This is an optimization exercise on Yosys and OpenROAD, whose aim is a short achievable clock period, not a production implementation.
Only simulation tests tie the RTL to the original design; equivalence was not proved.
Some runs may be left out. An edit can pass the tests and still lose a function that they never use.

$ cat design/flow/constraint.sdc
create_clock -name core_clock -period 150.0 [get_ports {clk}]
set_input_delay 30.0000 -clock core_clock [delete_from_list [all_inputs] [get_ports {clk}]]
set_output_delay 30.0000 -clock core_clock [all_outputs]
set_load 0.01 [all_outputs]
$ cat design/flow/design.v
module serial_interface (
    input         clk,
    input         rst_n,
    input  [3:0]  prog_nibble_in,
    input prog_nibble_in_valid,
    output [11:0] frame_addr,
    output [7:0]  frame_cmd,
    output [31:0] frame_wdata,
    output        frame_valid,
    input         frame_ready
);
    reg [3:0]  nibble_counter;
    reg [11:0] addr_reg;
    reg [7:0]  cmd_reg;
    reg [31:0] wdata_reg;
    reg        valid_reg;
    reg [3:0]  addr_nibbles [2:0];
    reg [3:0]  cmd_nibbles  [1:0];
    reg [3:0]  data_nibbles [7:0];
    integer i;
    always @(posedge clk or negedge rst_n) begin
        if (!rst_n) begin
            nibble_counter <= 4'd0;
            valid_reg <= 1'b0;
            for (i = 0; i < 3; i = i + 1) addr_nibbles[i] <= 4'd0;
            for (i = 0; i < 2; i = i + 1) cmd_nibbles[i] <= 4'd0;
            for (i = 0; i < 8; i = i + 1) data_nibbles[i] <= 4'd0;
        end
        else if (frame_ready || !valid_reg) begin
            if (nibble_counter > 4'd12) begin
                nibble_counter <= 4'd0;
                valid_reg <= 1'b1;
                addr_reg <= {addr_nibbles[2], addr_nibbles[1], addr_nibbles[0]};
                cmd_reg <= {cmd_nibbles[1], cmd_nibbles[0]};
                wdata_reg <= {
                    data_nibbles[7], data_nibbles[6], data_nibbles[5], data_nibbles[4],
                    data_nibbles[3], data_nibbles[2], data_nibbles[1], data_nibbles[0]
                };
            end
            else begin
                if (prog_nibble_in_valid) 
                nibble_counter <= nibble_counter + 4'd1;
                valid_reg <= 1'b0;
                case (nibble_counter)
                    4'd0: addr_nibbles[0] <= prog_nibble_in;
                    4'd1: addr_nibbles[1] <= prog_nibble_in;
                    4'd2: addr_nibbles[2] <= prog_nibble_in;
                    4'd3: cmd_nibbles[0] <= prog_nibble_in;
                    4'd4: cmd_nibbles[1] <= prog_nibble_in;
                    4'd5: data_nibbles[0] <= prog_nibble_in;
                    4'd6: data_nibbles[1] <= prog_nibble_in;
                    4'd7: data_nibbles[2] <= prog_nibble_in;
                    4'd8: data_nibbles[3] <= prog_nibble_in;
                    4'd9: data_nibbles[4] <= prog_nibble_in;
                    4'd10: data_nibbles[5] <= prog_nibble_in;
                    4'd11: data_nibbles[6] <= prog_nibble_in;
                    4'd12: data_nibbles[7] <= prog_nibble_in;
                endcase
            end
        end
    end
    assign frame_addr  = addr_reg;
    assign frame_cmd   = cmd_reg;
    assign frame_wdata = wdata_reg;
    assign frame_valid = valid_reg;
endmodule
module cmd_controller (
    input         clk,
    input         rst_n,
    input         frame_valid,
    input  [11:0] frame_addr,
    input  [7:0]  frame_cmd,
    input  [31:0] frame_wdata,
    output        frame_ready,
    output        cmd_start,
    output        cmd_busy,
    output [31:0] cmd_result,
    output        cmd_result_valid,
    output        cmd_error,
    output [1:0]  cmd_error_type,	
    input         serializer_busy,
    output [11:0] mem_addr,
    output [31:0] mem_wdata,
    input  [31:0] mem_rdata,
    output        mem_wen,
    output        mem_cen
);
    parameter [2:0] STATE_IDLE                  = 3'b000;
    parameter [2:0] STATE_DECODE                = 3'b001;
    parameter [2:0] STATE_EXECUTE               = 3'b010;
    parameter [2:0] STATE_MEM_ACCESS            = 3'b011;
    parameter [2:0] STATE_WAIT                  = 3'b100;
    parameter [2:0] STATE_DONE                  = 3'b101; 
    parameter [2:0] STATE_WAIT_SERIALIZER_DONE1 = 3'b110;
    parameter [2:0] STATE_WAIT_SERIALIZER_DONE2 = 3'b111;
    parameter [1:0] ERR_ADDR_OOR      = 2'b00;   
    parameter [1:0] ERR_DIV_ZERO      = 2'b01;   
    parameter [1:0] ERR_CMP_MISMATCH  = 2'b10;   
    parameter [7:0] CMD_FILL0    = 8'h00;   
    parameter [7:0] CMD_FILL1    = 8'h01;   
    parameter [7:0] CMD_WRITE    = 8'h02;   
    parameter [7:0] CMD_READ     = 8'h03;   
    parameter [7:0] CMD_WRITE_INC= 8'h04;   
    parameter [7:0] CMD_READ_SEQ = 8'h05;   
    parameter [7:0] CMD_INC_ACC  = 8'h06;   
    parameter [7:0] CMD_ADD      = 8'h10;   
    parameter [7:0] CMD_SUB      = 8'h11;   
    parameter [7:0] CMD_MUL      = 8'h12;   
    parameter [7:0] CMD_DIV      = 8'h13;   
    parameter [7:0] CMD_INV      = 8'h14;   
    parameter [7:0] CMD_AND      = 8'h15;   
    parameter [7:0] CMD_OR       = 8'h16;   
    parameter [7:0] CMD_XOR      = 8'h17;   
    parameter ADDR_WIDTH         = 12;      
    parameter DATA_WIDTH         = 32;      
    parameter MAX_MEM_ADDR       = 12'hFFF;  
    parameter ADDR_LIMIT_PLUS   = 12'hFFE;  
    parameter ADDR_LIMIT_MULT   = 12'hFFD;  
    reg [2:0]  state, next_state;
    reg [ADDR_WIDTH-1:0] addr_reg;         
    reg [7:0]            cmd_reg;          
    reg [DATA_WIDTH-1:0] wdata_reg;        
    reg [63:0]           result_reg;       
    reg                  result_valid_reg;  
    reg                  error_reg;         
    reg [1:0]            error_type_reg;   
    reg                  busy_reg;          
    reg [ADDR_WIDTH-1:0] counter;          
    reg [DATA_WIDTH-1:0] divident;         
    reg [ADDR_WIDTH-1:0] mem_addr_reg;     
    reg [DATA_WIDTH-1:0] mem_wdata_reg;    
    reg                  mem_wen_reg;      
    reg                  mem_cen_reg;      
    always @(posedge clk or negedge rst_n) begin
        if (!rst_n) begin
            state <= STATE_IDLE;
            addr_reg <= {ADDR_WIDTH{1'b0}};
            cmd_reg <= 8'd0;
            wdata_reg <= {DATA_WIDTH{1'b0}};
            result_reg <= 64'd0;
            result_valid_reg <= 1'b0;
            error_reg <= 1'b0;
            error_type_reg <= 2'd0;
            busy_reg <= 1'b0;
            counter <= {ADDR_WIDTH{1'b0}};
            mem_addr_reg <= {ADDR_WIDTH{1'b0}};
            mem_wdata_reg <= {DATA_WIDTH{1'b0}};
            mem_wen_reg <= 1'b0;
            mem_cen_reg <= 1'b0;
            divident <= {DATA_WIDTH{1'b0}};
        end
        else begin
            state <= next_state;   
            case (state)
                STATE_IDLE: begin
                    if (frame_valid) begin
                        addr_reg <= frame_addr;
                        cmd_reg <= frame_cmd;
                        wdata_reg <= frame_wdata;
                        busy_reg <= 1'b1;                 
                        result_reg <= 64'd0;              
                        result_valid_reg <= 1'b0;         
                        error_reg <= 1'b0;                
                        divident <= {DATA_WIDTH{1'b0}};   
                        counter <= frame_addr;            
                    end
                end
                STATE_DECODE: begin
                    if (addr_reg >= ADDR_LIMIT_PLUS && 
                       (cmd_reg == CMD_ADD || cmd_reg == CMD_SUB)) begin
                        error_reg <= 1'b1;
                        error_type_reg <= ERR_ADDR_OOR;
                    end
                    else if (addr_reg >= ADDR_LIMIT_MULT && 
                            (cmd_reg == CMD_MUL || cmd_reg == CMD_DIV)) begin
                        error_reg <= 1'b1;
                        error_type_reg <= ERR_ADDR_OOR;
                    end
                end
                STATE_EXECUTE: begin
                    case (cmd_reg)
                        CMD_FILL0: begin   
                            mem_addr_reg <= counter;
                            mem_wdata_reg <= {DATA_WIDTH{1'b0}};
                            mem_wen_reg <= 1'b1;
                            mem_cen_reg <= 1'b1;
                            counter <= counter + 1'b1;
                        end
                        CMD_FILL1: begin   
                            mem_addr_reg <= counter;
                            mem_wdata_reg <= {DATA_WIDTH{1'b1}};
                            mem_wen_reg <= 1'b1;
                            mem_cen_reg <= 1'b1;
                            counter <= counter + 1'b1;
                        end
                        CMD_WRITE: begin   
                            mem_addr_reg <= addr_reg;
                            mem_wdata_reg <= wdata_reg;
                            mem_wen_reg <= 1'b1;
                            mem_cen_reg <= 1'b1;
                        end
                        CMD_READ: begin   
                            mem_addr_reg <= addr_reg;
                            mem_wen_reg <= 1'b0;   
                            mem_cen_reg <= 1'b1;
                        end
                        CMD_WRITE_INC: begin   
                            mem_addr_reg <= counter;
                            mem_wdata_reg <= wdata_reg;
                            mem_wen_reg <= 1'b1;
                            mem_cen_reg <= 1'b1;
                            counter <= counter + 1'b1;
                            wdata_reg <= wdata_reg + 1'b1;   
                        end
                        CMD_READ_SEQ: begin   
                            mem_addr_reg <= counter;
                            mem_wen_reg <= 1'b0;   
                            mem_cen_reg <= 1'b1;
                            counter <= counter + 1'b1;
                        end
                        CMD_INC_ACC: begin   
                            mem_addr_reg <= addr_reg;
                            mem_wen_reg <= 1'b0;   
                            mem_cen_reg <= 1'b1;
                        end
                        CMD_ADD, CMD_SUB, CMD_AND, CMD_OR, CMD_XOR: begin
                            mem_addr_reg <= counter;
                            mem_wen_reg <= 1'b0;   
                            if (counter <= addr_reg + 1) begin
                                mem_cen_reg <= 1'b1;
                            end
                            else begin
                                mem_cen_reg <= 1'b0;
                            end
                            counter <= counter + 1'b1;
                        end
                        CMD_MUL, CMD_DIV: begin
                            mem_addr_reg <= counter;
                            mem_wen_reg <= 1'b0;   
                            mem_cen_reg <= 1'b1;
                            counter <= counter + 1'b1;
                        end
                        CMD_INV: begin   
                            mem_addr_reg <= addr_reg;
                            mem_wen_reg <= 1'b0;   
                            mem_cen_reg <= 1'b1;
                        end
                    endcase
                end
                STATE_MEM_ACCESS: begin
                    mem_wen_reg <= 1'b0;
                    mem_cen_reg <= 1'b0;
                    if ((cmd_reg == CMD_ADD || cmd_reg == CMD_SUB || cmd_reg == CMD_MUL || 
                         cmd_reg == CMD_DIV || cmd_reg == CMD_AND || cmd_reg == CMD_OR ||
                         cmd_reg == CMD_XOR) && counter == addr_reg + 2) begin
                        result_reg <= result_reg + mem_rdata;   
                    end
                end
                STATE_WAIT: begin
                    case (cmd_reg)
                        CMD_READ: begin   
                            result_reg <= {32'd0, mem_rdata};
                            result_valid_reg <= 1'b1;
                        end
                        CMD_READ_SEQ: begin   
                            result_reg <= {32'd0, mem_rdata};
                            result_valid_reg <= 1'b1;
                        end
                        CMD_INC_ACC: begin   
                            result_reg <= {32'd0, mem_rdata + 1'b1};
                            result_valid_reg <= 1'b1;
                            mem_wdata_reg <= mem_rdata + 1'b1;
                            mem_addr_reg <= addr_reg;
                            mem_wen_reg <= 1'b1;
                            mem_cen_reg <= 1'b1;
                        end
                        CMD_ADD: begin   
                            if (counter == addr_reg + 2) begin
                                mem_addr_reg <= addr_reg + 2;
                                mem_wdata_reg <= result_reg[31:0] + mem_rdata;
                                mem_wen_reg <= 1'b1;
                                mem_cen_reg <= 1'b1;
                            end
                        end
                        CMD_SUB: begin   
                            if (counter == addr_reg + 2) begin
                                mem_addr_reg <= addr_reg + 2;
                                mem_wdata_reg <= result_reg[31:0] - mem_rdata;
                                mem_wen_reg <= 1'b1;
                                mem_cen_reg <= 1'b1;
                            end
                        end
                        CMD_MUL: begin   
                            if (counter == addr_reg + 2) begin
                                mem_addr_reg <= addr_reg + 2;
                                mem_wdata_reg <= result_reg[31:0] * mem_rdata;
                                result_reg <= result_reg * mem_rdata;   
                                mem_wen_reg <= 1'b1;
                                mem_cen_reg <= 1'b1;
                            end
                            else if (counter == addr_reg + 3) begin
                                mem_addr_reg <= addr_reg + 3;
                                mem_wdata_reg <= result_reg[63:32];
                                mem_wen_reg <= 1'b1;
                                mem_cen_reg <= 1'b1;
                            end
                        end
                        CMD_DIV: begin   
                            if (counter == addr_reg + 2 && !error_reg) begin
                                if (mem_rdata == {DATA_WIDTH{1'b0}}) begin
                                    error_reg <= 1'b1;
                                    error_type_reg <= ERR_DIV_ZERO;
                                end
                                else begin
                                    mem_addr_reg <= addr_reg + 2;
                                    mem_wdata_reg <= result_reg[31:0] / mem_rdata;
                                    divident <= result_reg[31:0] % mem_rdata;   
                                    mem_wen_reg <= 1'b1;
                                    mem_cen_reg <= 1'b1;
                                end
                            end
                            else if (counter == addr_reg + 3 && !error_reg) begin
                                mem_addr_reg <= addr_reg + 3;
                                mem_wdata_reg <= divident;
                                mem_wen_reg <= 1'b1;
                                mem_cen_reg <= 1'b1;
                            end
                        end
                        CMD_INV: begin   
                            result_reg <= {32'd0, ~mem_rdata};
                            result_valid_reg <= 1'b1;
                            mem_wdata_reg <= ~mem_rdata;
                            mem_addr_reg <= addr_reg;
                            mem_wen_reg <= 1'b1;
                            mem_cen_reg <= 1'b1;
                        end
                        CMD_AND: begin   
                            if (counter == addr_reg + 2) begin
                                mem_addr_reg <= addr_reg + 2;
                                mem_wdata_reg <= result_reg[31:0] & mem_rdata;
                                mem_wen_reg <= 1'b1;
                                mem_cen_reg <= 1'b1;
                            end
                        end
                        CMD_OR: begin   
                            if (counter == addr_reg + 2) begin
                                mem_addr_reg <= addr_reg + 2;
                                mem_wdata_reg <= result_reg[31:0] | mem_rdata;
                                mem_wen_reg <= 1'b1;
                                mem_cen_reg <= 1'b1;
                            end
                        end
                        CMD_XOR: begin   
                            if (counter == addr_reg + 2) begin
                                mem_addr_reg <= addr_reg + 2;
                                mem_wdata_reg <= result_reg[31:0] ^ mem_rdata;
                                mem_wen_reg <= 1'b1;
                                mem_cen_reg <= 1'b1;
                            end
                        end
                    endcase
                end
                STATE_WAIT_SERIALIZER_DONE1: begin
                    result_valid_reg <= 1'b0;   
                end
                STATE_WAIT_SERIALIZER_DONE2: begin
                end
                STATE_DONE: begin
                    result_valid_reg <= 1'b0;   
                    busy_reg <= 1'b0;           
                    mem_wen_reg <= 1'b0;        
                    mem_cen_reg <= 1'b0;        
                end
            endcase
        end
    end
    always @(*) begin
        next_state = state;   
        case (state)
            STATE_IDLE: 
                if (frame_valid) 
                    next_state = STATE_DECODE;
            STATE_DECODE: 
                next_state = STATE_EXECUTE;
            STATE_EXECUTE: 
                if ((cmd_reg == CMD_FILL0 || cmd_reg == CMD_FILL1) && 
                    counter < MAX_MEM_ADDR) 
                    next_state = STATE_EXECUTE;
                else if (cmd_reg == CMD_WRITE_INC && counter < MAX_MEM_ADDR)
                    next_state = STATE_EXECUTE;
                else if ((cmd_reg == CMD_ADD || cmd_reg == CMD_SUB || cmd_reg == CMD_MUL || 
                         cmd_reg == CMD_DIV || cmd_reg == CMD_AND || cmd_reg == CMD_OR || 
                         cmd_reg == CMD_XOR) && counter < addr_reg + 1)
                    next_state = STATE_EXECUTE;
                else
                    next_state = STATE_MEM_ACCESS;
            STATE_MEM_ACCESS: 
                next_state = STATE_WAIT;
            STATE_WAIT: 
                if (cmd_reg == CMD_READ_SEQ && counter <= MAX_MEM_ADDR && counter != 0)
                    next_state = STATE_WAIT_SERIALIZER_DONE1;
                else if ((cmd_reg == CMD_ADD || cmd_reg == CMD_SUB || cmd_reg == CMD_MUL || 
                         cmd_reg == CMD_DIV || cmd_reg == CMD_AND || cmd_reg == CMD_OR || 
                         cmd_reg == CMD_XOR) && counter == addr_reg + 2)
                    next_state = STATE_EXECUTE;
                else if (cmd_reg == CMD_MUL && counter == addr_reg + 3)
                    next_state = STATE_EXECUTE;
                else if (cmd_reg == CMD_DIV && counter == addr_reg + 3 && !error_reg)
                    next_state = STATE_EXECUTE;
                else
                    next_state = STATE_DONE;
            STATE_WAIT_SERIALIZER_DONE1:
                next_state = STATE_WAIT_SERIALIZER_DONE2;
            STATE_WAIT_SERIALIZER_DONE2:
                if (!serializer_busy)
                    next_state = STATE_EXECUTE;
            STATE_DONE: 
                next_state = STATE_IDLE;
            default:
                next_state = STATE_IDLE;
        endcase
    end
    assign frame_ready = (state == STATE_IDLE);       
    assign cmd_start = (state == STATE_DECODE);       
    assign cmd_busy = busy_reg;                       
    assign cmd_result = result_reg[31:0];             
    assign cmd_result_valid = result_valid_reg;       
    assign cmd_error = error_reg;                     
    assign cmd_error_type = error_type_reg;           
    assign mem_addr = mem_addr_reg;
    assign mem_wdata = mem_wdata_reg;
    assign mem_wen = mem_wen_reg;
    assign mem_cen = mem_cen_reg;
endmodule
module output_serializer (
    input         clk,
    input         rst_n,
    input  [31:0] data_in,
    input         data_valid,
    input         cmd_busy,
    output [3:0]  serial_out,
    output        serial_valid,
    output        serializer_busy
);
    reg [2:0]  nibble_counter;
    reg [31:0] data_reg;
    reg        valid_reg;
    reg        busy_reg;
    always @(posedge clk or negedge rst_n) begin
        if (!rst_n) begin
            nibble_counter <= 3'd0;
            data_reg <= 32'd0;
            valid_reg <= 1'b0;
            busy_reg <= 1'b0;
        end
        else begin
            if (data_valid && !busy_reg) begin
                data_reg <= data_in;
                nibble_counter <= 3'd0;
                valid_reg <= 1'b1;
                busy_reg <= 1'b1;
            end
  	    else if (busy_reg ) begin
                if (nibble_counter == 3'd7) begin
                    nibble_counter <= 3'd0;
                    valid_reg <= 1'b0;
                    busy_reg <= 1'b0;
                end
                else begin
                    nibble_counter <= nibble_counter + 3'd1;
                    valid_reg <= 1'b1;
                end
                data_reg <= {4'd0, data_reg[31:4]};
            end
            else begin
                valid_reg <= 1'b0;
            end
        end
    end
    assign serial_out = data_reg[3:0];
    assign serial_valid = valid_reg;
    assign serializer_busy = busy_reg;
endmodule
module done_generator (
    input         clk,
    input         rst_n,
    input         cmd_start,
    input         cmd_busy,
    input         cmd_error,
    input  [1:0]  cmd_error_type,
    output        prog_done
);
    reg done_reg;
    reg [1:0] pulse_counter;
    reg error_pulse;
    always @(posedge clk or negedge rst_n) begin
        if (!rst_n) begin
            done_reg <= 1'b0;
            pulse_counter <= 2'd0;
            error_pulse <= 1'b0;
        end
        else begin
            if (cmd_busy && !cmd_start) begin
                if (cmd_error) begin
                    error_pulse <= 1'b1;
                    pulse_counter <= 2'd2;
                    done_reg <= 1'b1;
                end
                else begin
                    pulse_counter <= 2'd1;
                end
            end
            else if (pulse_counter > 0) begin
                pulse_counter <= pulse_counter - 2'd1;
                if (pulse_counter == 2'd1) begin
                    done_reg <= 1'b1;
                    error_pulse <= 1'b0;
                end
            end
            else begin
                done_reg <= 1'b0;
            end
        end
    end
    assign prog_done = done_reg;
endmodule
`timescale 1ns/1ps
module cpu_top (
    input         clk,
    input         rst_n,
    input  [3:0]  prog_nibble_in,
    input prog_nibble_in_valid,
    output [3:0]  prog_nibble_out,
    output        prog_out_valid,
    output        prog_done,
    output [11:0] mem_addr,
    output [31:0] mem_wdata,
    input  [31:0] mem_rdata,
    output        mem_wen,
    output        mem_cen
);
    wire [11:0] frame_addr;
    wire [7:0]  frame_cmd;
    wire [31:0] frame_wdata;
    wire        frame_valid;
    wire        frame_ready;
    wire        cmd_start;
    wire        cmd_busy;
    wire [31:0] cmd_result;
    wire        cmd_result_valid;
    wire        cmd_error;
    wire [1:0]  cmd_error_type;
    wire        serializer_busy;
    serial_interface u_serial_if (
        .clk            (clk),
        .rst_n          (rst_n),
        .prog_nibble_in (prog_nibble_in),
        .prog_nibble_in_valid (prog_nibble_in_valid),
        .frame_addr     (frame_addr),
        .frame_cmd      (frame_cmd),
        .frame_wdata    (frame_wdata),
        .frame_valid    (frame_valid),
        .frame_ready    (frame_ready)
    );
    cmd_controller u_cmd_ctrl (
        .clk                (clk),
        .rst_n              (rst_n),
        .frame_valid        (frame_valid),
        .frame_addr         (frame_addr),
        .frame_cmd          (frame_cmd),
        .frame_wdata        (frame_wdata),
        .frame_ready        (frame_ready),
        .cmd_start          (cmd_start),
        .cmd_busy           (cmd_busy),
        .cmd_result         (cmd_result),
        .cmd_result_valid   (cmd_result_valid),
        .cmd_error          (cmd_error),
        .cmd_error_type     (cmd_error_type),
	.serializer_busy    (serializer_busy),
        .mem_addr           (mem_addr),
        .mem_wdata          (mem_wdata),
        .mem_rdata          (mem_rdata),
        .mem_wen            (mem_wen),
        .mem_cen            (mem_cen)
    );
    output_serializer u_out_serializer (
        .clk                (clk),
        .rst_n              (rst_n),
        .data_in            (cmd_result),
        .data_valid         (cmd_result_valid),
        .cmd_busy           (cmd_busy),
        .serial_out         (prog_nibble_out),
        .serial_valid       (prog_out_valid),
        .serializer_busy    (serializer_busy)
    );
    done_generator u_done_gen (
        .clk            (clk),
        .rst_n          (rst_n),
        .cmd_start      (cmd_start),
        .cmd_busy       (cmd_busy),
        .cmd_error      (cmd_error),
        .cmd_error_type (cmd_error_type),
        .prog_done      (prog_done)
    );
endmodule
$ cat design/flow/run.sh
#!/bin/bash
# synth_recipe.tcl (not shown) runs the flow's synth.tcl, then flattens the netlist and writes it again
# the make line also repeats each setting of config.mk as NAME=value (left out here)
make -C /OpenROAD-flow-scripts/flow DESIGN_CONFIG=/design/flow/config.mk WORK_HOME=/design/flow/orfs CLKGATE_MAP_FILE= SYNTH_SCRIPT=/design/flow/synth_recipe.tcl finish
$ cat design/flow/config.mk
export PLATFORM = sky130hd
export DESIGN_NAME = cpu_top
export DESIGN_NICKNAME = cpu_top
export VERILOG_FILES = /design/flow/design.v
export SDC_FILE = /design/flow/constraint.sdc
export NUM_CORES = 4
export LEC_CHECK = 0
export CAP_MARGIN = 20
export CORE_MARGIN = 2
export CORE_UTILIZATION = 40
export SLEW_MARGIN = 20
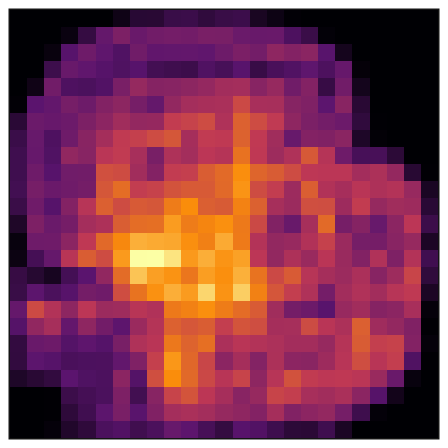
*Wire density map, run 1*
25 x 25 tiles, from black (low) to pale yellow (high), scaled to the fullest tile. Values are wire area over tile area, all layers added.
densest ninth of the die: centre
tiles over half the peak: 24%
emptiest ninth of the die: upper right
nearly empty tiles: 14%

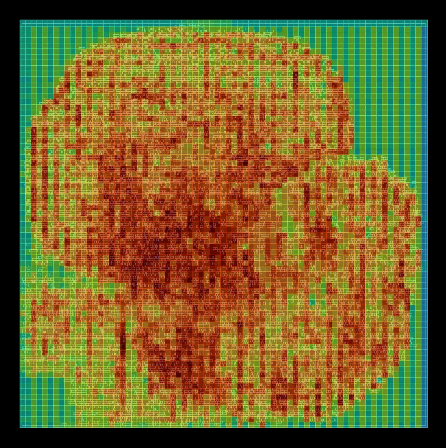
*Routing congestion, run 1*
overall routing resource usage: 35.32%
GRT met3 Usage: 8.963%
Layout Utilization: 42.78%
grt met2 use: 52.31%
average wire per standard cell: 28.67 um

==> summary.txt, run 1 <==
DR pass1 iterations - 8
Post-DP Area - 104800 um2
reg-to-reg endpoint - u_cmd_ctrl.divident[27]
CP most frequent cell - ha_1
Simple-Gate Fraction of Synth Area - 18.52%
RePlAce Congestion - 1.062
Max-area cell class - multi-input combinational cells
RSZ-0062 raised after global routing - false
Vias/cell - 6.091
Routed WL - 457.5 mm
max-slew violations - 0
status - timing/DRC/antenna clean
top area cells in the synthesized netlist - fa_1, ha_1, nand2_1
WHS Path Cells - 0
DRC Markers - 0
Worst Min Path Start - u_serial_if.data_nibbles[7][2]
Synth Area in Compound Gates - 18.06%
count of unique library cells instantiated by Yosys - 97
Final Hold Fails - 0
Syn Nets - 15.09k
cts repair resizes - 0
Synth async-reset ratio - 85.56%
tap cells - 3330
worst setup path end - u_cmd_ctrl.divident[27]
Multi-input gate area - 82210 um2
Yosys top cell by area - fa_1
most common cell in the netlist - nand2_1
CP max FO - 35
Die X - 504.8 um
Highest Signal Layer - met5
Setup Buffers After CTS - 0
syn_area_per_cell - 7.794 um2
CTS root buf - clkbuf_16
Post-Synth Adder-Cell Area - 37.49%
Post-synth top cells - nand2_1, inv_1, fa_1, nor2_1, a21oi_1
Seq. cell area - 9311 um2
synth warn - 7
Final Instance Count excl. Fillers - 15.96k
CP Class - in2reg
min cycle time layout - 117.58 ns
Yosys top cell area share - 27.36%
Filler Cell Count - 25.66k
CTS tree - built
clk tree area frac - 1.493%
fraction of area in multi-input gates - 77.20%
CP bufs+invs - 19
vias in the first global route - 94.34k
metal2 WL - 192.8 mm
CLK BUF - 56
most frequent cells in the layout - nand2_1, inv_1, fa_1, nor2_1, a21oi_1
placed instance count - 15.85k
Critical Path AT - 118.16 ns
die height - 504.8 um
flip-flop and latch count - 360
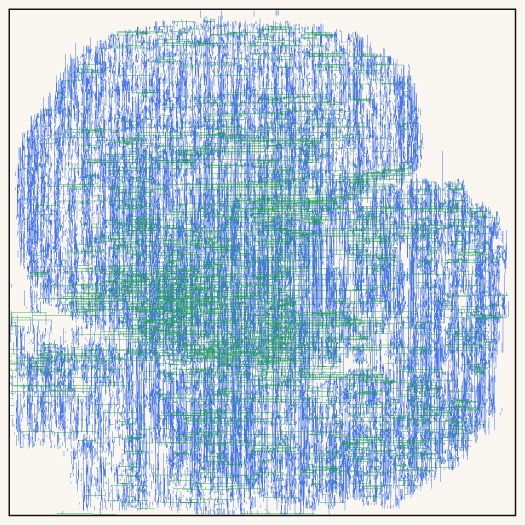
*Routed metal, one colour a layer, run 1*
Scale: 1 px per um. Two of the layers only.
| layer | colour | wire length |
|---|---|---|
| met3 | green | 50.8 mm |
| met2 | blue | 193 mm |

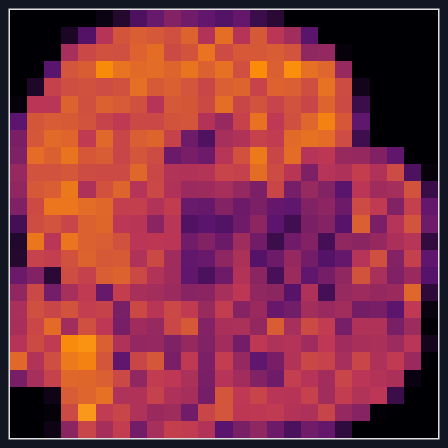
*Local utilization, run 1*
25 x 25 tiles, from black (low) to pale yellow (high), 0 to 100% covered.
tiles over 75% full: 0.60%
nearly empty tiles: 13%
mean over tiles: 40%

## Run 2: what changed since run 1
--- a/design/flow/design.v
+++ b/design/flow/design.v
@@ -132,4 +132,31 @@
     reg                  mem_wen_reg;      
     reg                  mem_cen_reg;      
+    localparam integer DIV_C = 4;          
+    wire [15*36-1:0]     dv_mf;
+    wire [31:0]          dv_rmid;
+    wire [4*DIV_C-1:0]   dv_qhi;
+    reg  [15*36-1:0]     dv_mf_r;
+    reg  [31:0]          dv_rmid_r;
+    reg  [4*DIV_C-1:0]   dv_qhi_r;
+    wire [31:0]          dv_q;
+    wire [31:0]          dv_r;
+    reg  [47:0]          mul_p0_r;         
+    reg  [47:0]          mul_p1_r;         
+    wire [63:0]          mul_prod = {16'd0, mul_p0_r} + {mul_p1_r, 16'd0};
+    reg                  sel_q;            
+    reg                  sel_m;            
+    div_p1 #(.C(DIV_C)) u_div_p1 (
+        .n(result_reg[31:0]), .d(mem_rdata),
+        .mf(dv_mf), .rmid(dv_rmid), .qhi(dv_qhi));
+    div_p2 #(.C(DIV_C)) u_div_p2 (
+        .rmid(dv_rmid_r), .qhi(dv_qhi_r), .mf(dv_mf_r),
+        .q(dv_q), .r(dv_r));
+    always @(posedge clk) begin
+        dv_mf_r   <= dv_mf;
+        dv_rmid_r <= dv_rmid;
+        dv_qhi_r  <= dv_qhi;
+        mul_p0_r  <= result_reg[31:0] * mem_rdata[15:0];
+        mul_p1_r  <= result_reg[31:0] * mem_rdata[31:16];
+    end
     always @(posedge clk or negedge rst_n) begin
         if (!rst_n) begin
@@ -149,7 +176,15 @@
             mem_cen_reg <= 1'b0;
             divident <= {DATA_WIDTH{1'b0}};
+            sel_q <= 1'b0;
+            sel_m <= 1'b0;
         end
         else begin
             state <= next_state;   
+            sel_q <= 1'b0;
+            sel_m <= 1'b0;
+            if (sel_m)
+                result_reg <= mul_prod;
+            if (sel_q)
+                divident <= dv_r;
             case (state)
                 STATE_IDLE: begin
@@ -254,5 +289,5 @@
                          cmd_reg == CMD_DIV || cmd_reg == CMD_AND || cmd_reg == CMD_OR ||
                          cmd_reg == CMD_XOR) && counter == addr_reg + 2) begin
-                        result_reg <= result_reg + mem_rdata;   
+                        result_reg <= {32'd0, mem_rdata};   
                     end
                 end
@@ -294,6 +329,5 @@
                             if (counter == addr_reg + 2) begin
                                 mem_addr_reg <= addr_reg + 2;
-                                mem_wdata_reg <= result_reg[31:0] * mem_rdata;
-                                result_reg <= result_reg * mem_rdata;   
+                                sel_m <= 1'b1;   
                                 mem_wen_reg <= 1'b1;
                                 mem_cen_reg <= 1'b1;
@@ -314,6 +348,5 @@
                                 else begin
                                     mem_addr_reg <= addr_reg + 2;
-                                    mem_wdata_reg <= result_reg[31:0] / mem_rdata;
-                                    divident <= result_reg[31:0] % mem_rdata;   
+                                    sel_q <= 1'b1;   
                                     mem_wen_reg <= 1'b1;
                                     mem_cen_reg <= 1'b1;
@@ -429,8 +462,113 @@
     assign cmd_error_type = error_type_reg;           
     assign mem_addr = mem_addr_reg;
-    assign mem_wdata = mem_wdata_reg;
+    assign mem_wdata = sel_q ? dv_q : (sel_m ? mul_prod[31:0] : mem_wdata_reg);
     assign mem_wen = mem_wen_reg;
     assign mem_cen = mem_cen_reg;
 endmodule
+module div_stage #(parameter integer S = 0) (
+    input  [31:0]     rin,
+    input  [15*36-1:0] mf,
+    output [31:0]     rout,
+    output [3:0]      qd
+);
+    localparam integer W = 32 - S;
+    wire [15:0]     ge;
+    wire [16*W-1:0] df;
+    assign ge[0] = 1'b1;
+    assign df[W-1:0] = rin[31:S];
+    genvar m;
+    generate
+        for (m = 1; m < 16; m = m + 1) begin : g_m
+            wire [35:0] md = mf[36*(m-1) +: 36];
+            wire [W:0]  dd = {1'b0, rin[31:S]} - {1'b0, md[W-1:0]};
+            assign ge[m] = ~(|md[35:W]) & ~dd[W];
+            assign df[W*m +: W] = dd[W-1:0];
+        end
+    endgenerate
+    wire [15:0] sel = ge & ~{1'b0, ge[15:1]};
+    reg [W-1:0] nt;
+    reg [3:0]   q;
+    integer k;
+    always @(*) begin
+        nt = {W{1'b0}};
+        q  = 4'd0;
+        for (k = 0; k < 16; k = k + 1) begin
+            nt = nt | ({W{sel[k]}} & df[W*k +: W]);
+            q  = q | ({4{sel[k]}} & k[3:0]);
+        end
+    end
+    generate
+        if (S > 0) begin : g_lo
+            assign rout = {nt, rin[S-1:0]};
+        end else begin : g_nolo
+            assign rout = nt;
+        end
+    endgenerate
+    assign qd = q;
+endmodule
+module div_multiples (
+    input  [31:0]      d,
+    output [15*36-1:0] mf
+);
+    wire [35:0] m1  = {4'd0, d};
+    wire [35:0] m2  = m1 << 1;
+    wire [35:0] m4  = m1 << 2;
+    wire [35:0] m8  = m1 << 3;
+    wire [35:0] m16 = m1 << 4;
+    wire [35:0] m3  = m2 + m1;
+    wire [35:0] m5  = m4 + m1;
+    wire [35:0] m6  = m4 + m2;
+    wire [35:0] m7  = m8 - m1;
+    wire [35:0] m9  = m8 + m1;
+    wire [35:0] m10 = m8 + m2;
+    wire [35:0] m11 = m8 + m2 + m1;
+    wire [35:0] m12 = m8 + m4;
+    wire [35:0] m13 = m8 + m4 + m1;
+    wire [35:0] m14 = m16 - m2;
+    wire [35:0] m15 = m16 - m1;
+    assign mf = {m15, m14, m13, m12, m11, m10, m9, m8, m7, m6, m5, m4, m3, m2, m1};
+endmodule
+module div_p1 #(parameter integer C = 4) (
+    input  [31:0]      n,
+    input  [31:0]      d,
+    output [15*36-1:0] mf,
+    output [31:0]      rmid,
+    output [4*C-1:0]   qhi
+);
+    div_multiples u_m (.d(d), .mf(mf));
+    wire [32*(C+1)-1:0] rr;
+    assign rr[31:0] = n;
+    genvar j;
+    generate
+        for (j = 0; j < C; j = j + 1) begin : g_s
+            div_stage #(.S(28 - 4*j)) u_s (
+                .rin(rr[32*j +: 32]), .mf(mf),
+                .rout(rr[32*(j+1) +: 32]), .qd(qhi[4*(C-1-j) +: 4]));
+        end
+    endgenerate
+    assign rmid = rr[32*C +: 32];
+endmodule
+module div_p2 #(parameter integer C = 4) (
+    input  [31:0]      rmid,
+    input  [4*C-1:0]   qhi,
+    input  [15*36-1:0] mf,
+    output [31:0]      q,
+    output [31:0]      r
+);
+    localparam integer L = 8 - C;
+    wire [32*(L+1)-1:0] rr;
+    wire [4*L-1:0]      qlo;
+    assign rr[31:0] = rmid;
+    genvar j;
+    generate
+        for (j = 0; j < L; j = j + 1) begin : g_s
+            div_stage #(.S(28 - 4*(C+j))) u_s (
+                .rin(rr[32*j +: 32]), .mf(mf),
+                .rout(rr[32*(j+1) +: 32]), .qd(qlo[4*(L-1-j) +: 4]));
+        end
+    endgenerate
+    assign q = {qhi, qlo};
+    assign r = rr[32*L +: 32];
+endmodule
 module output_serializer (
     input         clk,
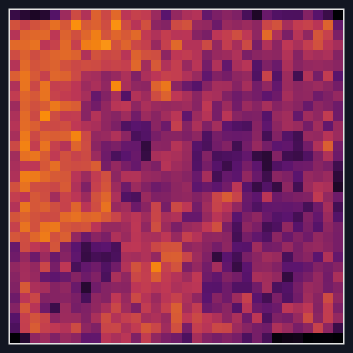
*Local utilization, run 2*
Scale: 0.5 px per um. 33 x 33 tiles, from black (low) to pale yellow (high), 0 to 100% covered.
mean over tiles: 41%
tiles over 75% full: 0.40%
fullest tile: 77%
nearly empty tiles: 0.60%

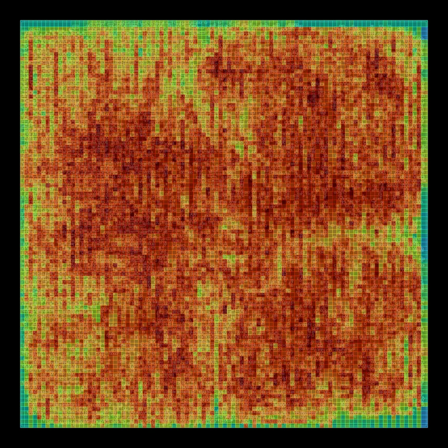
*Routing congestion, run 2*
GRT busiest layer: met2
grt met2 use: 69.01%

==> run 2 against run 1 <==
Fmax up 120%. Highest routed layer unchanged. Flip-flop and latch count up 410. Utilization up 0.87 points. Clock-buffer cell count up 81.
==> summary.txt, run 2 <==
DR pass1 iterations - 8 (unchanged)
reg-to-reg endpoint - u_cmd_ctrl.divident[13] (was u_cmd_ctrl.divident[27])
status - timing/DRC/antenna clean (unchanged)
Highest Signal Layer - met5 (unchanged)
Post-DP Area - 187000 um2 (was 104800 um2)
Simple-Gate Fraction of Synth Area - 18.24% (was 18.52%)
GRT met3 Usage - 12.73% (was 8.963%)
CP max FO - 17 (was 35)
clk tree area frac - 1.826% (was 1.493%)
DRC Markers - 0 (unchanged)
Synth async-reset ratio - 40.26% (was 85.56%)
Post-Synth Adder-Cell Area - 28.50% (was 37.49%)
Yosys top cell area share - 18.26% (was 27.36%)
most common cell in the netlist - ha_1 (was nand2_1)
Critical Path AT - 23.56 ns (was 118.16 ns)
cts repair resizes - 0 (unchanged)
CTS tree - built (unchanged)
fraction of area in multi-input gates - 78.27% (was 77.20%)
Max-area cell class - multi-input combinational cells (unchanged)
vias in the first global route - 181.4k (was 94.34k)
most frequent cells in the layout - ha_1, nand2_1, a21oi_1, inv_1, nor2_1 (was nand2_1, inv_1, fa_1, nor2_1, a21oi_1)
overall routing resource usage - 47.38% (was 35.32%)
WHS Path Cells - 2 (was 0)
Synth Area in Compound Gates - 27.43% (was 18.06%)
Routed WL - 1092 mm (was 457.5 mm)
CP most frequent cell - o21ai_0 (was ha_1)
Setup Buffers After CTS - 0 (unchanged)
CP bufs+invs - 10 (was 19)
count of unique library cells instantiated by Yosys - 98 (was 97)
CLK BUF - 137 (was 56)
die height - 666.1 um (was 504.8 um)
Final Instance Count excl. Fillers - 28.94k (was 15.96k)
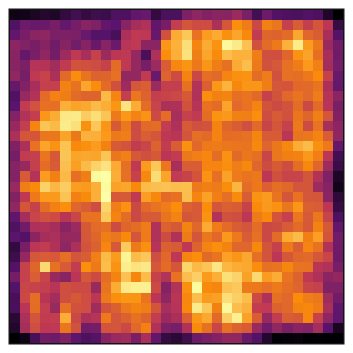
*Wire density map, run 2*
Scale: 0.5 px per um. 33 x 33 tiles, from black (low) to pale yellow (high), scaled to the fullest tile. Values are wire area over tile area, all layers added.
nearly empty tiles: 0.80%
tiles over half the peak: 71%
mean over tiles: 0.44
fullest tile: 0.76
Vias: 194.2k
average wire per standard cell: 37.73 um

### Routed metal, one colour a layer, run 2

Scale: 1 px per um. Two of the layers only.
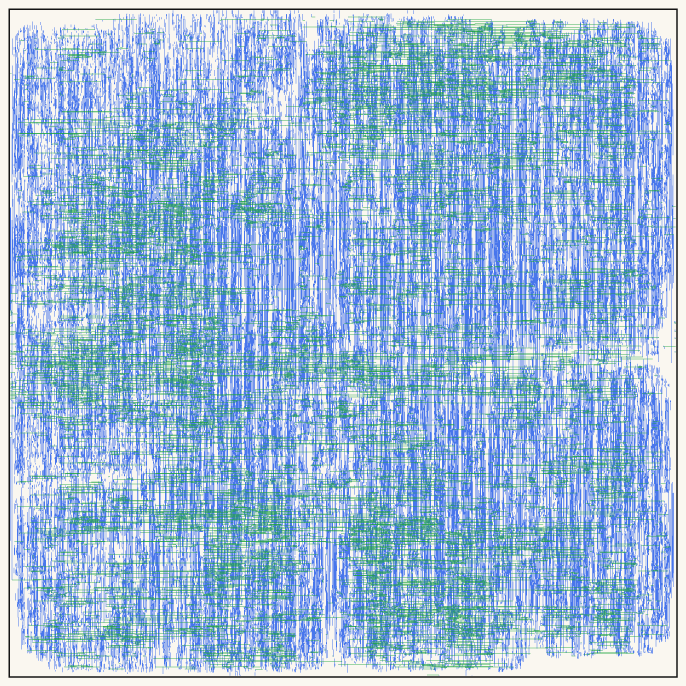

## Run 3: what changed since run 2
--- a/design/flow/design.v
+++ b/design/flow/design.v
@@ -133,10 +133,18 @@
     reg                  mem_cen_reg;      
     localparam integer DIV_C = 4;          
+    localparam integer DIV_H = 1;          
+    localparam integer DIV_HW = 16*(32-(28-4*DIV_C));
     wire [15*36-1:0]     dv_mf;
     wire [31:0]          dv_rmid;
     wire [4*DIV_C-1:0]   dv_qhi;
+    wire [15:0]          dv_hge;
+    wire [DIV_HW-1:0]    dv_hdf;
     reg  [15*36-1:0]     dv_mf_r;
+    wire [16*8-1:0]      dv_fits;
+    reg  [16*8-1:0]      dv_fits_r;
     reg  [31:0]          dv_rmid_r;
     reg  [4*DIV_C-1:0]   dv_qhi_r;
+    reg  [15:0]          dv_hge_r;
+    reg  [DIV_HW-1:0]    dv_hdf_r;
     wire [31:0]          dv_q;
     wire [31:0]          dv_r;
@@ -146,14 +154,18 @@
     reg                  sel_q;            
     reg                  sel_m;            
-    div_p1 #(.C(DIV_C)) u_div_p1 (
+    div_p1 #(.C(DIV_C), .HALF(DIV_H)) u_div_p1 (
         .n(result_reg[31:0]), .d(mem_rdata),
-        .mf(dv_mf), .rmid(dv_rmid), .qhi(dv_qhi));
-    div_p2 #(.C(DIV_C)) u_div_p2 (
-        .rmid(dv_rmid_r), .qhi(dv_qhi_r), .mf(dv_mf_r),
-        .q(dv_q), .r(dv_r));
+        .mf(dv_mf), .rmid(dv_rmid), .qhi(dv_qhi), .hge(dv_hge), .hdf(dv_hdf),
+        .fits(dv_fits));
+    div_p2 #(.C(DIV_C), .HALF(DIV_H)) u_div_p2 (
+        .rmid(dv_rmid_r), .qhi(dv_qhi_r), .hge(dv_hge_r), .hdf(dv_hdf_r),
+        .fits(dv_fits_r), .mf(dv_mf_r), .q(dv_q), .r(dv_r));
     always @(posedge clk) begin
         dv_mf_r   <= dv_mf;
         dv_rmid_r <= dv_rmid;
         dv_qhi_r  <= dv_qhi;
+        dv_fits_r <= dv_fits;
+        dv_hge_r  <= dv_hge;
+        dv_hdf_r  <= dv_hdf;
         mul_p0_r  <= result_reg[31:0] * mem_rdata[15:0];
         mul_p1_r  <= result_reg[31:0] * mem_rdata[31:16];
@@ -466,13 +478,12 @@
     assign mem_cen = mem_cen_reg;
 endmodule
-module div_stage #(parameter integer S = 0) (
-    input  [31:0]     rin,
+module div_sub #(parameter integer S = 0) (
+    input  [31:0]      rin,
+    input  [15:0]      fit,
     input  [15*36-1:0] mf,
-    output [31:0]     rout,
-    output [3:0]      qd
+    output [15:0]      ge,
+    output [16*(32-S)-1:0] df
 );
     localparam integer W = 32 - S;
-    wire [15:0]     ge;
-    wire [16*W-1:0] df;
     assign ge[0] = 1'b1;
     assign df[W-1:0] = rin[31:S];
@@ -482,20 +493,53 @@
             wire [35:0] md = mf[36*(m-1) +: 36];
             wire [W:0]  dd = {1'b0, rin[31:S]} - {1'b0, md[W-1:0]};
-            assign ge[m] = ~(|md[35:W]) & ~dd[W];
+            assign ge[m] = fit[m] & ~dd[W];
             assign df[W*m +: W] = dd[W-1:0];
         end
     endgenerate
+endmodule
+module div_fit #(parameter integer S = 0) (
+    input  [31:0] d,
+    output [15:0] fit
+);
+    localparam integer W = 32 - S;
+    assign fit[0] = 1'b1;
+    genvar m, i;
+    generate
+        for (m = 1; m < 16; m = m + 1) begin : g_m
+            localparam [31:0] LIM = ((33'd1 << W) - 33'd1) / m;
+            wire [31:0] le;
+            assign le[0] = LIM[0] | ~d[0];
+            for (i = 1; i < 32; i = i + 1) begin : g_i
+                if (LIM[i]) begin : g_one
+                    assign le[i] = ~d[i] | le[i-1];
+                end else begin : g_zero
+                    assign le[i] = ~d[i] & le[i-1];
+                end
+            end
+            assign fit[m] = le[31];
+        end
+    endgenerate
+endmodule
+module div_sel #(parameter integer S = 0) (
+    input  [31:0]      rin,
+    input  [15:0]      ge,
+    input  [16*(32-S)-1:0] df,
+    output [31:0]      rout,
+    output [3:0]       qd
+);
+    localparam integer W = 32 - S;
     wire [15:0] sel = ge & ~{1'b0, ge[15:1]};
     reg [W-1:0] nt;
-    reg [3:0]   q;
     integer k;
     always @(*) begin
         nt = {W{1'b0}};
-        q  = 4'd0;
-        for (k = 0; k < 16; k = k + 1) begin
+        for (k = 0; k < 16; k = k + 1)
             nt = nt | ({W{sel[k]}} & df[W*k +: W]);
-            q  = q | ({4{sel[k]}} & k[3:0]);
-        end
     end
+    assign qd[3] = ge[8];
+    assign qd[2] = (ge[4] & ~ge[8]) | ge[12];
+    assign qd[1] = (ge[2] & ~ge[4]) | (ge[6] & ~ge[8]) | (ge[10] & ~ge[12]) | ge[14];
+    assign qd[0] = (ge[1] & ~ge[2]) | (ge[3] & ~ge[4]) | (ge[5] & ~ge[6]) | (ge[7] & ~ge[8]) |
+                   (ge[9] & ~ge[10]) | (ge[11] & ~ge[12]) | (ge[13] & ~ge[14]) | ge[15];
     generate
         if (S > 0) begin : g_lo
@@ -505,5 +549,4 @@
         end
     endgenerate
-    assign qd = q;
 endmodule
 module div_multiples (
@@ -529,27 +572,47 @@
     assign mf = {m15, m14, m13, m12, m11, m10, m9, m8, m7, m6, m5, m4, m3, m2, m1};
 endmodule
-module div_p1 #(parameter integer C = 4) (
+module div_p1 #(parameter integer C = 5, parameter integer HALF = 0) (
     input  [31:0]      n,
     input  [31:0]      d,
     output [15*36-1:0] mf,
     output [31:0]      rmid,
-    output [4*C-1:0]   qhi
+    output [4*C-1:0]   qhi,
+    output [15:0]      hge,
+    output [16*(32-(28-4*C))-1:0] hdf,
+    output [16*8-1:0]  fits
 );
     div_multiples u_m (.d(d), .mf(mf));
+    genvar j;
+    generate
+        for (j = 0; j < 8; j = j + 1) begin : g_f
+            div_fit #(.S(28 - 4*j)) u_f (.d(d), .fit(fits[16*j +: 16]));
+        end
+    endgenerate
     wire [32*(C+1)-1:0] rr;
     assign rr[31:0] = n;
-    genvar j;
     generate
         for (j = 0; j < C; j = j + 1) begin : g_s
-            div_stage #(.S(28 - 4*j)) u_s (
-                .rin(rr[32*j +: 32]), .mf(mf),
-                .rout(rr[32*(j+1) +: 32]), .qd(qhi[4*(C-1-j) +: 4]));
+            localparam integer S = 28 - 4*j;
+            wire [15:0]         ge;
+            wire [16*(32-S)-1:0] df;
+            div_sub #(.S(S)) u_sub (.rin(rr[32*j +: 32]), .fit(fits[16*j +: 16]), .mf(mf), .ge(ge), .df(df));
+            div_sel #(.S(S)) u_sel (.rin(rr[32*j +: 32]), .ge(ge), .df(df),
+                                    .rout(rr[32*(j+1) +: 32]), .qd(qhi[4*(C-1-j) +: 4]));
+        end
+        if (HALF) begin : g_h
+            div_sub #(.S(28 - 4*C)) u_sub (.rin(rr[32*C +: 32]), .fit(fits[16*C +: 16]), .mf(mf), .ge(hge), .df(hdf));
+        end else begin : g_nh
+            assign hge = 16'd0;
+            assign hdf = {(16*(32-(28-4*C))){1'b0}};
         end
     endgenerate
     assign rmid = rr[32*C +: 32];
 endmodule
-module div_p2 #(parameter integer C = 4) (
+module div_p2 #(parameter integer C = 4, parameter integer HALF = 0) (
     input  [31:0]      rmid,
     input  [4*C-1:0]   qhi,
+    input  [15:0]      hge,
+    input  [16*(32-(28-4*C))-1:0] hdf,
+    input  [16*8-1:0]  fits,
     input  [15*36-1:0] mf,
     output [31:0]      q,
@@ -563,7 +626,15 @@
     generate
         for (j = 0; j < L; j = j + 1) begin : g_s
-            div_stage #(.S(28 - 4*(C+j))) u_s (
-                .rin(rr[32*j +: 32]), .mf(mf),
-                .rout(rr[32*(j+1) +: 32]), .qd(qlo[4*(L-1-j) +: 4]));
+            localparam integer S = 28 - 4*(C+j);
+            wire [15:0]          ge;
+            wire [16*(32-S)-1:0] df;
+            if (HALF && j == 0) begin : g_h
+                assign ge = hge;
+                assign df = hdf;
+            end else begin : g_f
+                div_sub #(.S(S)) u_sub (.rin(rr[32*j +: 32]), .fit(fits[16*(C+j) +: 16]), .mf(mf), .ge(ge), .df(df));
+            end
+            div_sel #(.S(S)) u_sel (.rin(rr[32*j +: 32]), .ge(ge), .df(df),
+                                    .rout(rr[32*(j+1) +: 32]), .qd(qlo[4*(L-1-j) +: 4]));
         end
     endgenerate
==> design/flow/flow/run.sh (new file) <==
#!/bin/bash
# Standard layout, with timing repair asked for a large setup margin so that
# the resizer keeps working on the critical paths although the 150 ns clock
# is met by far.  Each tool's output stays in orfs/logs; make's own output
# goes to flow_make.log.
set -euo pipefail
MARGIN=${MARGIN:-109}
bash standard.sh SETUP_SLACK_MARGIN=$MARGIN finish > flow_make.log 2>&1
==> design/flow/standard.sh (new file) <==
#!/bin/bash
# synth_recipe.tcl (not shown) runs the flow's synth.tcl, then flattens the netlist and writes it again
# the make line also repeats each setting of config.mk as NAME=value (left out here)
make -C /OpenROAD-flow-scripts/flow DESIGN_CONFIG=/design/flow/config.mk WORK_HOME=/design/flow/orfs CLKGATE_MAP_FILE= SYNTH_SCRIPT=/design/flow/synth_recipe.tcl "${@:-finish}"
--- a/design/flow/config.mk
+++ b/design/flow/config.mk
@@ -8,4 +8,5 @@
 export CAP_MARGIN = 20
 export CORE_MARGIN = 2
-export CORE_UTILIZATION = 40
+export CORE_UTILIZATION = 25
+export PLACE_DENSITY = 0.45
 export SLEW_MARGIN = 20
removed: design/flow/run.sh
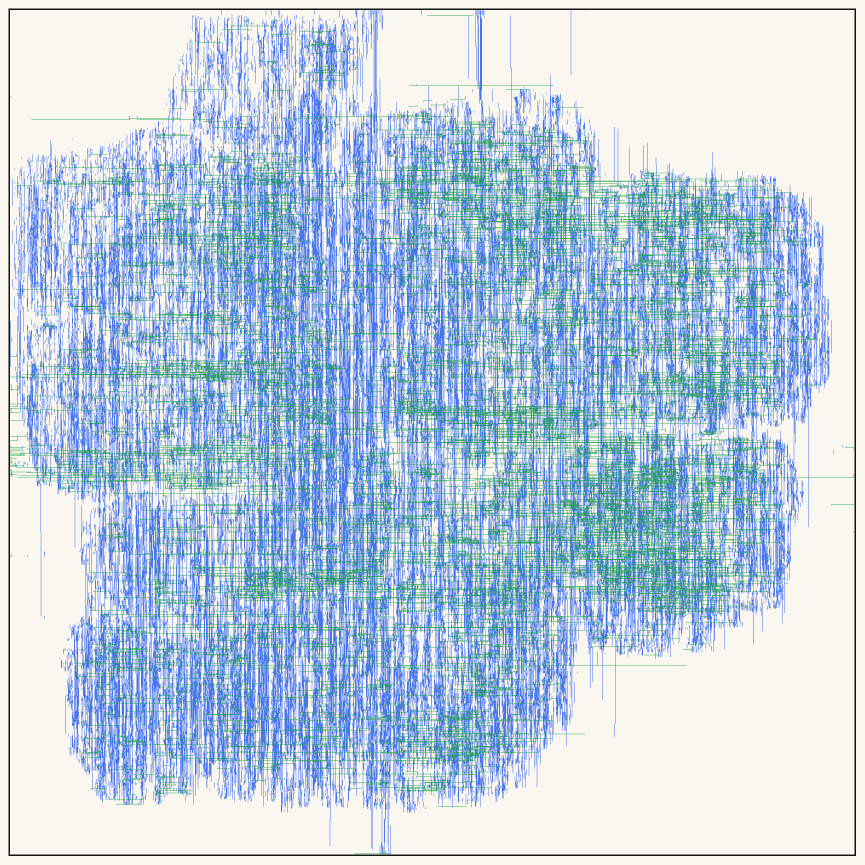
*Routed metal, one colour a layer, run 3*
Scale: 1 px per um. Two of the layers only.
| layer | colour | wire length |
|---|---|---|
| met3 | green | 116 mm |
| met2 | blue | 454 mm |

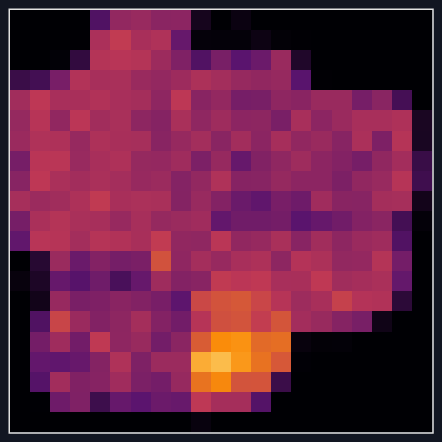
*Local utilization, run 3*
Scale: 0.5 px per um. 21 x 21 tiles, from black (low) to pale yellow (high), 0 to 100% covered.
emptiest ninth of the die: lower right
tiles over 75% full: 1.1%
densest ninth of the die: bottom centre
Starting Density: 25.10%
Layout Utilization: 31.44%
Core Region: 703700 um2

==> run 3 against run 2 <==
Critical path type unchanged. Routed wire length rose by 2.2%. Largest cell class unchanged. Worst hold slack got worse by 0.059 ns. Clock skew fell by 0.077 ns. Sequential share of layout area rose by 1.5 points.
==> summary.txt, run 3 <==
GRT met3 Usage - 7.268% (was 12.73%)
WHS Path Cells - 0 (was 2)
status - timing/DRC/antenna clean (unchanged)
count of unique library cells instantiated by Yosys - 113 (was 98)
clk tree area frac - 2.167% (was 1.826%)
Post-DP Area - 194000 um2 (was 187000 um2)
DRC Markers - 0 (unchanged)
flip-flop and latch count - 1070 (was 770)
Synth async-reset ratio - 28.97% (was 40.26%)
CP bufs+invs - 11 (was 10)
top area cells in the synthesized netlist - ha_1, fa_1, dfxtp_1 (was ha_1, fa_1, xnor2_1)
CP Class - reg2out (unchanged)
reg-to-reg endpoint - u_cmd_ctrl.dv_hge_r[15] (was u_cmd_ctrl.divident[13])
Yosys top cell by area - ha_1 (unchanged)
GRT busiest layer - met2 (unchanged)
Vias/cell - 5.771 (was 6.708)
vias in the first global route - 181.9k (was 181.4k)
Post-synth top cells - ha_1, nand2_1, inv_1, a21oi_1, nor2_1 (was ha_1, nand2_1, a21oi_1, inv_1, nor2_1)
fraction of area in multi-input gates - 70.65% (was 78.27%)
Final Hold Fails - 0 (unchanged)
placed instance count - 31.80k (was 28.63k)
most common cell in the netlist - ha_1 (unchanged)
Critical Path AT - 13.90 ns (was 23.56 ns)
metal2 WL - 454.4 mm (was 444.8 mm)
Synth Area in Compound Gates - 26.27% (was 27.43%)
tap cells - 9300 (was 5757)
Setup Buffers After CTS - 728 (was 0)
DR pass1 iterations - 8 (unchanged)
Yosys top cell area share - 18.15% (was 18.26%)
Final Instance Count excl. Fillers - 33.18k (was 28.94k)
CLK BUF - 181 (was 137)
syn_area_per_cell - 7.894 um2 (was 7.718 um2)
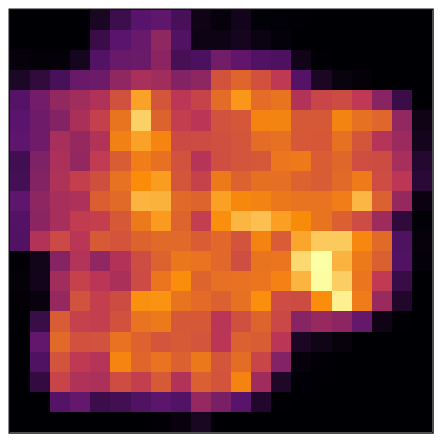
*Wire density map, run 3*
Scale: 0.5 px per um. 21 x 21 tiles, from black (low) to pale yellow (high), scaled to the fullest tile. Values are wire area over tile area, all layers added.
densest ninth of the die: centre
tiles over half the peak: 45%
fullest tile: 0.71
overall routing resource usage: 29.79%
Vias: 191.5k
average wire per standard cell: 33.66 um
Routed WL: 1117 mm

### Routing congestion, run 3

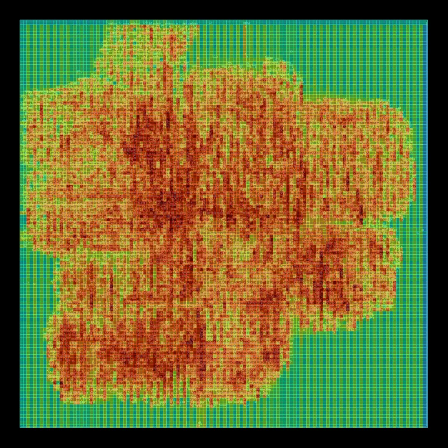

## Run 4: what changed since run 3
--- a/design/flow/flow/run.sh
+++ b/design/flow/flow/run.sh
@@ -5,4 +5,4 @@
 # goes to flow_make.log.
 set -euo pipefail
-MARGIN=${MARGIN:-109}
+MARGIN=${MARGIN:-107}
 bash standard.sh SETUP_SLACK_MARGIN=$MARGIN finish > flow_make.log 2>&1
==> design/flow/config.mk (replaced) <==
export PLATFORM = sky130hd
export DESIGN_NAME = cpu_top
export DESIGN_NICKNAME = cpu_top
export VERILOG_FILES = /design/flow/design.v
export SDC_FILE = /design/flow/constraint.sdc
export NUM_CORES = 4
export LEC_CHECK = 0
export CAP_MARGIN = 40
export CORE_MARGIN = 2
export CORE_UTILIZATION = 35
export SLEW_MARGIN = 40
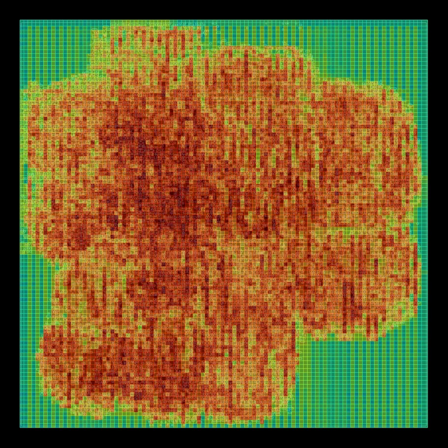
*Routing congestion, run 4*
overall routing resource usage: 37.96%
grt met2 use: 53.47%

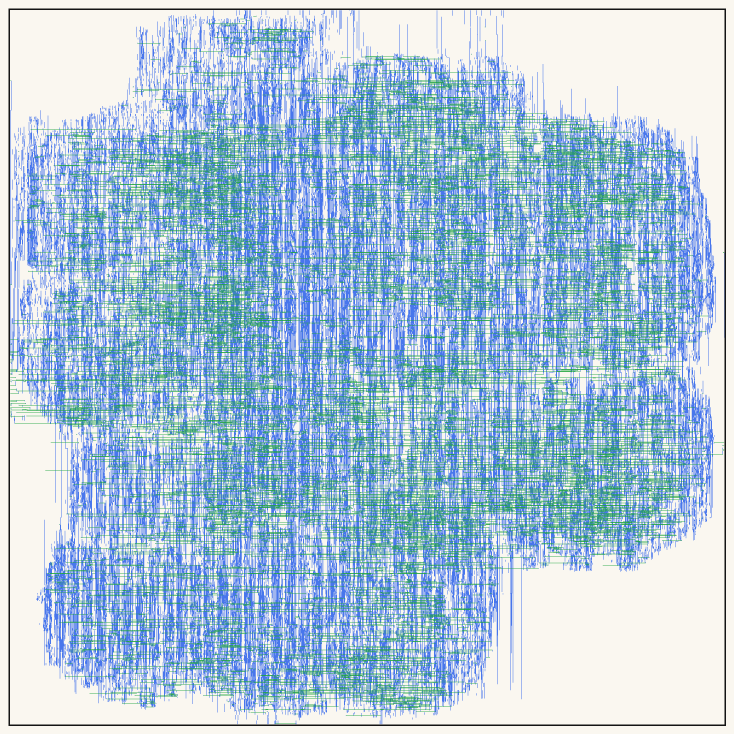
*Routed metal, one colour a layer, run 4*
Scale: 1 px per um. Two of the layers only.
| layer | colour | wire length |
|---|---|---|
| met2 | blue | 400 mm |
| met3 | green | 137 mm |
Vias: 191.1k
average wire per standard cell: 33.79 um
Routed WL: 1017 mm

==> run 4 against run 3 <==
Clock skew grew 0.019 ns. Non-clock buffer count shrank 448. Global-route usage grew 8.2 points. Highest routed layer unchanged.
==> summary.txt, run 4 <==
RePlAce Congestion - 1.066 (was 1.025)
Yosys top cell by area - ha_1 (unchanged)
Max-area cell class - multi-input combinational cells (unchanged)
Yosys top cell area share - 18.15% (unchanged)
Multi-input gate area - 152600 um2 (was 156300 um2)
cts repair resizes - 965 (was 1889)
flip-flop and latch count - 1070 (unchanged)
Seq. cell area - 23540 um2 (about the same)
Filler Cell Count - 50.68k (was 74.59k)
Core Region - 502000 um2 (was 703700 um2)
tap cells - 6681 (was 9300)
max-slew violations - 0 (unchanged)
Starting Density - 35.19% (was 25.10%)
GRT busiest layer - met2 (unchanged)
CP max FO - 24 (was 20)
Post-DP Area - 189900 um2 (was 194000 um2)
min cycle time layout - 43.87 ns (was 43.90 ns)
Simple-Gate Fraction of Synth Area - 16.31% (unchanged)
most frequent cells in the layout - ha_1, nand2_1, inv_1, nor2_1, a21oi_1 (was ha_1, nand2_1, inv_1, a21oi_1, nor2_1)
top area cells in the synthesized netlist - ha_1, fa_1, dfxtp_1 (unchanged)
worst setup path end - mem_wdata[0] (unchanged)
CP Class - reg2out (unchanged)
Die X - 714.4 um (was 844.6 um)
Synth async-reset ratio - 28.97% (unchanged)
Syn Nets - 25.88k (unchanged)
CTS root buf - clkbuf_16 (unchanged)
CLK BUF - 179 (was 181)
WHS Path Cells - 0 (unchanged)
Final Instance Count excl. Fillers - 30.10k (was 33.18k)
CP most frequent cell - buf_12
reg-to-reg endpoint - u_cmd_ctrl.divident[8] (was u_cmd_ctrl.dv_hge_r[15])
status - timing/DRC/antenna clean (unchanged)
Post-synth top cells - ha_1, nand2_1, inv_1, a21oi_1, nor2_1 (unchanged)
count of unique library cells instantiated by Yosys - 113 (unchanged)
placed instance count - 29.15k (was 31.80k)
Layout Utilization - 41.67% (was 31.44%)
CP Capture Type - output port (unchanged)
most common cell in the netlist - ha_1 (unchanged)
Setup Buffers After CTS - 270 (was 728)
metal2 WL - 400.3 mm (was 454.4 mm)
synth warn - 15 (unchanged)
Critical Path AT - 13.87 ns (was 13.90 ns)
Worst Min Path Start - u_serial_if.addr_nibbles[1][3] (was u_cmd_ctrl.result_reg[7])
CP bufs+invs - 14 (was 11)
CTS tree - built (unchanged)
die height - 714.4 um (was 844.6 um)
GRT met3 Usage - 12.47% (was 7.268%)
Final Hold Fails - 0 (unchanged)
Max-slew headroom - 31.14% (was 9.877%)
Vias/cell - 6.347 (was 5.771)
fraction of area in multi-input gates - 72.94% (was 70.65%)
syn_area_per_cell - 7.894 um2 (unchanged)
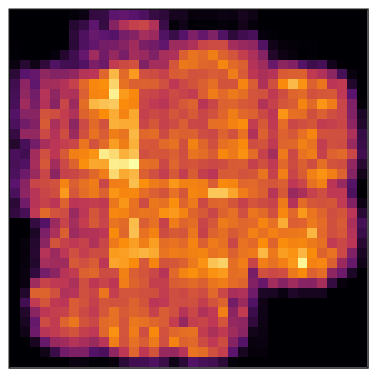
*Wire density map, run 4*
Scale: 0.5 px per um. 36 x 36 tiles, from black (low) to pale yellow (high), scaled to the fullest tile. Values are wire area over tile area, all layers added.
emptiest ninth of the die: lower right
densest ninth of the die: centre
nearly empty tiles: 16%
tiles over half the peak: 56%

afterwards: timing with drivers on the ports:
How much do the figures lean on ideal ports? The routed layouts below were timed once more, with nothing changed but the port constraints. Step 1 (the two cells are an assumption about what drives the block):
set clk [get_ports {clk}]
set_driving_cell -lib_cell sky130_fd_sc_hd__clkbuf_16 $clk
set_driving_cell -lib_cell sky130_fd_sc_hd__buf_2 [delete_from_list [all_inputs] $clk]
Step 2 adds t to the input delays and takes it off the output delays; t is the mean of the earliest and latest rising clock arrival at the registers after step 1. Input paths then give back, and output paths get back, about the clock's delay inside the block. Slacks: no drivers / after step 1 / after step 2; pairs: no drivers / after step 1.
| run | t (ns) | setup WS [ns] | worst setup path after step 2 | clock arrival spread, ns | slew at the worst register clock pin (ns) |
|---|---|---|---|---|---|
| run 1 | 0.747 | 32.419 / 32.463 / 31.716 | input to register | 0.041 / 0.042 | 0.08 / 0.08 |
| run 2 | 1.026 | 96.441 / 96.314 / 97.340 | register to output | 0.143 / 0.143 | 0.11 / 0.11 |
| run 3 | 1.014 | 106.100 / 105.988 / 105.587 | input to register | 0.081 / 0.081 | 0.09 / 0.09 |
| run 4 | 0.957 | 106.126 / 106.035 / 105.887 | input to register | 0.091 / 0.091 | 0.08 / 0.08 |
After both steps setup and hold are still met in every run listed. The setup slack of run 1, which loses most, moves by +0.044 ns with the drivers and by -0.703 ns with both steps.
